Source: an optimization exercise on an open RTL-to-GDS flow (aim: small area and a short achievable clock period). Production flows keep margins and buffers that such runs may drop.
RTL that was checked went through simulation tests only; none was proved equivalent to the original.
Some runs may be left out. An edit can pass the tests and still lose a function that they never use.
The RTL of run 2 was laid out without a check of its function.

===== flow/run.sh =====
#!/bin/bash
# synth_recipe.tcl (not shown) runs the flow's synth.tcl, then flattens the netlist and writes it again
# the make line also repeats each setting of config.mk as NAME=value (left out here)
make -C /OpenROAD-flow-scripts/flow DESIGN_CONFIG=/design/flow/config.mk WORK_HOME=/design/flow/orfs CLKGATE_MAP_FILE= SYNTH_SCRIPT=/design/flow/synth_recipe.tcl finish

===== flow/config.mk =====
export PLATFORM = sky130hd
export DESIGN_NAME = clk_ctrl
export DESIGN_NICKNAME = clk_ctrl
export VERILOG_FILES = /design/flow/design.v
export SDC_FILE = /design/flow/constraint.sdc
export NUM_CORES = 4
export LEC_CHECK = 0
export CAP_MARGIN = 20
export CORE_MARGIN = 2
export CORE_UTILIZATION = 40
export SLEW_MARGIN = 20

===== flow/constraint.sdc =====
create_clock -name core_clock -period 70.0 [get_ports {clk_i}]
set_input_delay 14.0000 -clock core_clock [delete_from_list [all_inputs] [get_ports {clk_i}]]
set_output_delay 14.0000 -clock core_clock [all_outputs]
set_load 0.01 [all_outputs]

===== flow/design.v =====
module clk_ctrl
(
	input				wire				clk_i					,
	input				wire				rstn_i				,	
	input				wire	[15:0]	freq						,
	output			reg				dds1_o					,
	output			reg				dds_o						
);
reg	[31:0]	cnt;
wire	[63:0]	add;
assign add =freq*32'd4294967295/16'd30000;
always@(posedge clk_i or negedge rstn_i)
	if(rstn_i ==1'b0)
		cnt <=32'd0;
	else
		cnt <=cnt +add; 
always@(posedge clk_i or negedge rstn_i)
	if(rstn_i ==1'b0)
		dds_o <=1'b0;
	else if(cnt >=32'd2147483648)
		dds_o <=1'b1;
	else
		dds_o <=1'b0;		
reg	[31:0]	cnt1;
wire	[63:0]	add1;
assign add1 =(freq/8'd36)*32'd4294967295/16'd3000;
always@(posedge clk_i or negedge rstn_i)
	if(rstn_i ==1'b0)
		cnt1 <=32'd0;
	else
		cnt1 <=cnt1 +add1; 
always@(posedge clk_i or negedge rstn_i)
	if(rstn_i ==1'b0)
		dds1_o <=1'b0;
	else if(cnt1 >=32'd2147483648)
		dds1_o <=1'b1;
	else
		dds1_o <=1'b0;		
endmodule

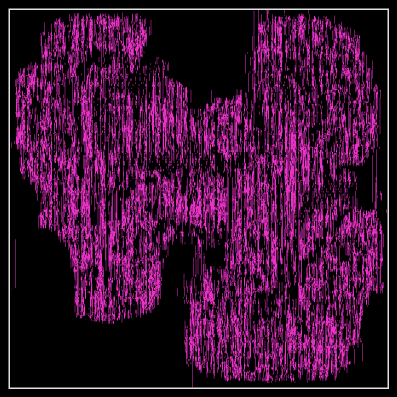
(run_1/met2.png)
(1 px per um)
wire length on this layer: 78.5 mm
share of all routed wire: 48%
main direction: vertical
nets with wire on the layer: 6932
longest straight run: 114 um

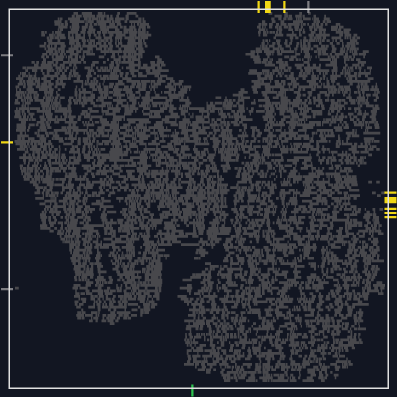
(run_1/pins.png)
(1 px per um) Pins as bars across the die edge, other pins in gray.
| color | port | pins | direction | edge |
|---|---|---|---|---|
| yellow | `freq` | 16 | input | 8 right, 7 top, 1 left |
| green | `dds_o` | 1 | output | bottom |
all pins by edge: 8 top, 8 right, 3 left, 1 bottom
overall die width: 377.4 um
port bufs: 19

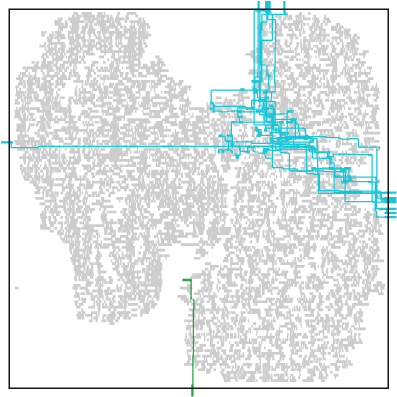
(run_1/port_nets.png)
(1 px per um)
| color | port | bits | direction | edge | end cells | buffers | wire |
|---|---|---|---|---|---|---|---|
| cyan | `freq` | 16 | input | 8 right, 7 top, 1 left | 90 | 26 | 3740 um |
| green | `dds_o` | 1 | output | bottom | 1 | 1 | 109 um |
I/O pins: 20

==> flow_summary.toml, run 1 <==
[min_path]
min_to = "dds1_o"
worst_hold_path_type = "reg -> reg"
min_from = "cnt1[31]"

[logic_synthesis]
synth_fa_ha_area_frac = 0.1907
yosys.area_share.simple = 0.2073
ys_top_cells_by_count = "inv_1, nand2_1, nor2_1"
syn-mean-instance-area_sq_um = 7.864
ys_seq_area_frac = 0.02961
synth_area_sq_um = 55780
ys.flop_type = "dfrtp_1"
synth-compound-area-share = 0.3507
synth_top_area_frac = 0.09331
synth_enable_flop_cells = 0
synthMuxAreaShare = 0.03544
synth_top_family_by_area = "compound AO/OA/AOI/OAI gates"
async_reset_ff_frac = 1.000
synth_largest_area_cell = "fa_1"
synth_xor_area_frac = 0.1017
synthCells = 7093
synth_nets = 7766
ys_ff_latch = 66
synth.most_common_cell = "inv_1"
ys_warn_count = 1
ys_types = 223

[run]
cap_violations = 0

[sta]
worstMarginPinSlew_ns = 1.125
min_period_ns = 67.60
setup_slack_ns = 2.401
final-setup-viol-count = 0
finalHoldViolations = 0
fmax_ghz = 0.01479
worst_clock_skew_ns = 0.02621
report.final.slew_viol_count = 0

[clocking]
cts_made_buffers = 9
cts-htree-levels = 3
numClockSinks = 66
hold_buffers = 0
clk_path_buf_depth = 2
cts_tree = "done"
clkLatencyLatePin_ns = 0.40

[setup_path]
critPathRequiredTime_ns = 70.27
critPathMaxStageDelay_ns = 0.59
critPathTopFamily = "compound AO/OA/AOI/OAI gates"
cpMostUsedCell = "a21oi_1"
worstSetupPathType = "in -> reg"
start_kind = "input port"
timing.rr.end = "cnt[30]"
cp-endpoint = "cnt1[30]"
path_buf_inv = 30
critPathMaxFanout = 9

[final_layout]
stdcell_count = 9130
final_common_cell = "inv_1"
drive_above_1_share = 0.2195
final_util = 0.4364

[drt]
ant_nets = 0
wl_met3_um = 6488
route.layer.met1.wl_um = 75530
routed-via-count = 55060
wirelength_um = 163300
drc = 0
dr.max_layer_used = "met4"
wl_met2_um = 78500
firstDrtPassIters = 6

[status]
outcome = "no timing/DRC/antenna violations"

[die]
core_area_sq_um = 139000
rows = 137

[placement]
place_congestion = 0.9898
dpl_worst_slack_ns = -1.415

[global_routing]
grt_pass1_vias = 51220
antenna_found_initial = 2
grt_pass1_wl_um = 263100
grt_overflow = 0
track_usage = 0.2169
grt_max_degree = 55
run 1: cell type report:
cell class                 count  area (sq um)
clock buffer                   9         225.2
fill                       14010         78360
antenna                        2         5.005
tap                         1876          2347
sequential                    66          1652
timing repair buffer         386          2967
clock inverter                 7         60.06
inverter                     582          2283
multi-input combinational   6202         51120
run 1: cell families (layout without fill, tap and decap cells):
logic type      after synthesis  in the layout
compound gates             2530           2533
xor+xnor                    592            592
fa+ha+maj                   703            703
buf+inv                     828            984
flops                        66             66
mux                         174            174
other cells                   0              2
simple gates               2200           2200
run 1: per-stage QoR:
| step | cell area (sq um) | hold slack (ns) |
|---|---|---|
| detailed placement | 57820 | 0.3838 |
| floorplan | 55780 | 0.4492 |
| finish | 60660 | 0.4034 |
| CTS | 58350 | 0.4014 |
| global placement | 57820 | 0.3871 |
| global route | 60660 | 0.4182 |
run 1: flip-flops by register name, indices dropped and copies added (netlist names):
| register | cells |
|---|---|
| cnt1 | 32 |
| dds1_o | 1 |
| cnt | 32 |
| dds_o | 1 |
run 1: what timing repair did:
action,4_1_cts,5_1_grt
gates resized for setup,29,285
cloned,0,3
endpoints found under the setup margin,9,46
setup buffers,8,103
pin swaps,4,112
==> run_1/final_ir_drop.png <==
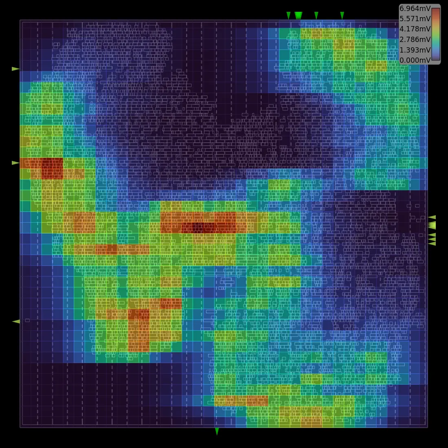

==> run 2: too many edits to list; what changed since run 1 <==
flow/design.v: 39 -> 2203 lines; modules unchanged: 0
  clk_ctrl: edited, 39 -> 2199 lines
  cc_fa: new, 4 lines
==> module cc_fa as of run 2 <==
module cc_fa (input wire a, input wire b, input wire c, output wire s, output wire co);
assign s  = a ^ b ^ c;
assign co = (a & b) | (a & c) | (b & c);
endmodule
--- a/flow/config.mk
+++ b/flow/config.mk
@@ -10,2 +10,3 @@
 export CORE_UTILIZATION = 40
 export SLEW_MARGIN = 20
+export SYNTH_HIERARCHICAL = 1
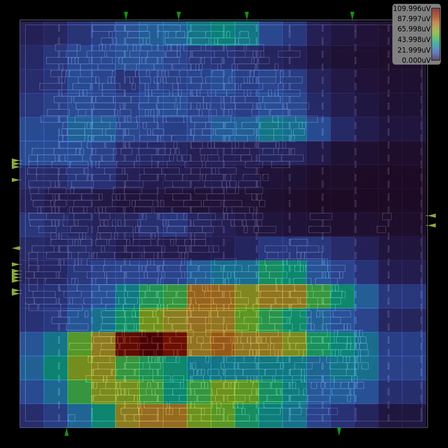
(run_2/final_ir_drop.png)

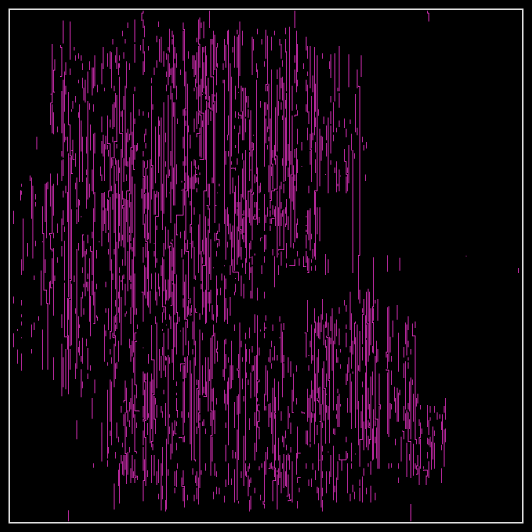
(run_2/met2.png)
(3 px per um)
longest straight run: 57.1 um
share of all routed wire: 47%
main direction: vertical

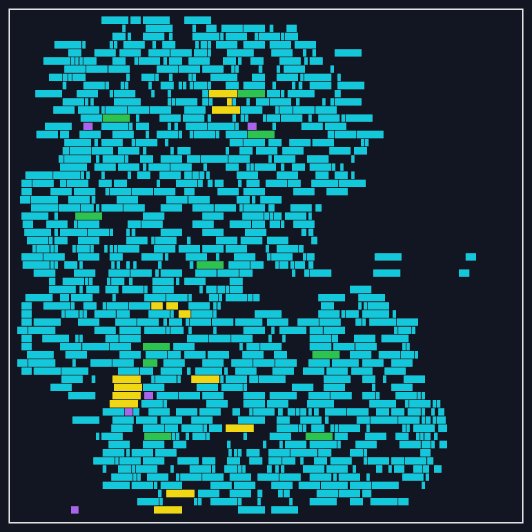
(run_2/drive_strength.png)
(3 px per um)
| color | size | cells | share |
|---|---|---|---|
| cyan | drive 1 or less | 842 | 97% |
| purple | drive 3 to 4 | 5 | 0.57% |
| green | drive 6 and up | 10 | 1.1% |
| yellow | drive 2 | 14 | 1.6% |

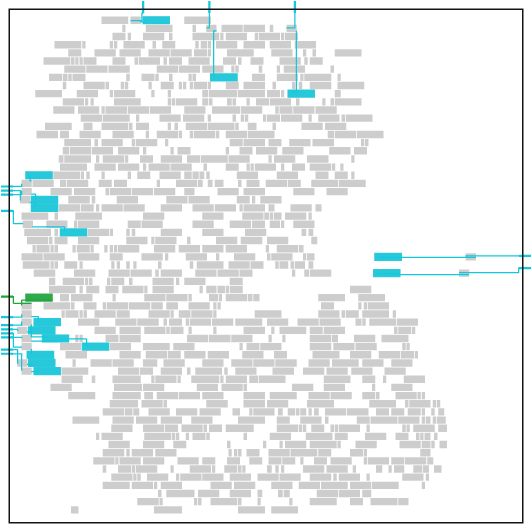
(run_2/port_nets.png)
(3 px per um)
| color | port | bits | direction | edge | end cells | buffers | wire |
|---|---|---|---|---|---|---|---|
| green | `dds_o` | 1 | output | left | 1 | 1 | 20.7 um |
| cyan | `freq` | 16 | input | 11 left, 3 top, 2 right | 16 | 16 | 291 um |

==> run 2 against run 1 <==
Against the previous run:
- still clean
- sequential share of layout area increased by 15 points
- count of clock-buffer cells in the layout rose by 3
- synthesized cell count shrank 88%
- core utilization increased by 0.14 points
- first-iteration DRC count is 95% lower
- register-to-register slack worse by 8.7 ns
- clock skew down 0.017 ns
==> flow_summary.toml, run 2 <==
[placement]
dpl-instance-area_sq_um = 11780
numPortBuffers = 19
hpwlAfterDp_um = 19790
place_congestion = 0.8697
dpl_worst_slack_ns = 54.73

[status]
outcome = "no timing/DRC/antenna violations"

[global_routing]
antenna_found_initial = 0
grt_overflow = 0
grt_pass1_vias = 7084
grt_pass1_wl_um = 40370
track_usage = 0.1891
grt_max_degree = 48

[logic_synthesis]
ys_ff_latch = 87
synthCells = 835
yosys.area_share.simple = 0.01914
synth_top_family_by_area = "adder cells"
ys_top_cells_by_count = "fa_1, inv_1, ha_1"
synth_top_area_frac = 0.5584
synth-compound-area-share = 0.02184
synth_nets = 1260
synth_enable_flop_cells = 0
synth_xor_area_frac = 0.001576
synth_largest_area_cell = "fa_1"
synthMuxAreaShare = 0
ys_seq_area_frac = 0.1970
synth_fa_ha_area_frac = 0.6733
ys_types = 35
async_reset_ff_frac = 1.000
ys.flop_type = "dfrtp_1"
synth_area_sq_um = 11110
syn-mean-instance-area_sq_um = 13.31
ys_warn_count = 7
synth.most_common_cell = "fa_1"

[clocking]
clkLatencyLatePin_ns = 0.37
cts-htree-levels = 3
clk_path_buf_depth = 2
path_clk_slew_ns = 0.07
cts_made_buffers = 9
cts_tree = "done"
hold_buffers = 0
cts_resized = 0
postCtsSetupRepairBufs = 0
numClockSinks = 87

[sta]
rsz0062_at_grt = "false"
worst_clock_skew_ns = 0.009283
whs_ns = 0.8475
fmax_ghz = 0.06542
setup_tns_ns = 0
report.final.slew_viol_count = 0
min_period_ns = 15.28
fin_crit_sh = 0.2184
final-setup-viol-count = 0
setup_slack_ns = 54.72
finalHoldViolations = 0
worstMarginPinSlew_ns = 0.7913
max_slew_margin = 0.4725

[final_layout]
layout_common_cells = "fa_1, inv_1, ha_1"
final_util = 0.4377
drive_above_1_share = 0.03330
stdcell_area_sq_um = 12060
final_common_cell = "fa_1"
fin_nets = 1291
antenna_cells = 0
reg.largest.list = "cnt1 (32), cnt (32), fr (16)"
stdcell_count = 1249

[min_path]
min_to = "cnt[31]"
hold_depth = 2
worst_hold_path_type = "reg -> reg"
min_from = "cnt[30]"

[setup_path]
critPathRequiredTime_ns = 70.30
critPathTopFamily = "adder cells"
crit_arrival_ns = 15.58
critPathMaxFanout = 10
worstSetupPathType = "reg -> reg"
worstSetupEndpointType = "register"
cp-endpoint = "dds1"
timing.rr.end = "dds1"
path_depth = 43
start_kind = "register"
cpMostUsedCell = "fa_1"
critPathMaxStageDelay_ns = 0.89
path_buf_inv = 3

[die]
io_pins = 20
rows = 61
core_area_sq_um = 27550
die_area_sq_um = 29140
dieWidth_um = 170.7
die_y_um = 170.7

[drt]
dr.first_iter.drc_count = 225
drc = 0
routed-via-count = 5848
ant_nets = 0
wirelength_um = 23680
firstDrtPassIters = 5

[run]
cap_violations = 0
==> run 2: cell types whose count changed after synthesis, sizes merged, moves of 130 or more <==
cell,before,now
a21oi,579,7
buf,130,0
ha,395,97
inv,575,258
nand2,543,6
nand3,205,2
nor2,562,8
nor3,223,5
o21ai,479,4
xnor2,425,1
xor2,166,1
==> run 2: layer usage <==
layer  vias to the layer above  routed length [um]  global-route usage
li1                       2544                   -                   -
met1                      3145               10890              0.2778
met2                       131               11060              0.2899
met3                        28                1342             0.03516
met4                         0                 392             0.05277
met5                         -                   0                   0
==> run 2: layout make-up <==
type / instances / area [sq um]
flip-flops and latches: 87 / 2190
clock buffers: 12 / 246.5
clock inverters: 4 / 31.28
repair buffers: 20 / 195.2
well taps: 378 / 473.0
multi-input cells: 490 / 7956
fillers: 2506 / 15490
inverters: 258 / 968.4
==> run 2: modules after synthesis, one instance, submodules excluded <==
module / cells / flip-flops and latches / times used / area, sq um
cc_fa: 1 / 0 / 310 / 20.02
clk_ctrl: 525 / 87 / 1 / 4908

==> separate check: timing with driven ports <==
The flow's constraints put no driver on any port. The routed layouts listed below were extracted and timed again, unchanged, in two steps.
Step 1 (the two cells are an assumption about what drives the block):
set clk [get_ports {clk_i}]
set_driving_cell -lib_cell sky130_fd_sc_hd__clkbuf_16 $clk
set_driving_cell -lib_cell sky130_fd_sc_hd__buf_2 [delete_from_list [all_inputs] $clk]
Step 2 moves the port delays by t, midway between the first and last clock arrival at a register: inputs arrive t later, outputs are due t later. That takes back most of the time a late clock gives input paths.
Slacks: no drivers / after step 1 / after step 2; pairs: no drivers / after step 1.
| run | t, ns | setup slack, ns | hold WS [ns] | worst setup path at the end | worst data-port slew with drivers (ns) |
|---|---|---|---|---|---|
| run 1 | 0.463 | 2.401 / 2.407 / 1.945 | 0.403 / 0.403 / 0.403 | input to register | 0.21 |
| run 2 | 0.410 | 54.715 / 54.715 / 54.715 | 0.848 / 0.848 / 0.848 | register to register | 0.03 |
After both steps every run listed still meets setup and hold. The setup slack of run 1, which loses most, moves by +0.006 ns with the drivers and by -0.456 ns with both steps.
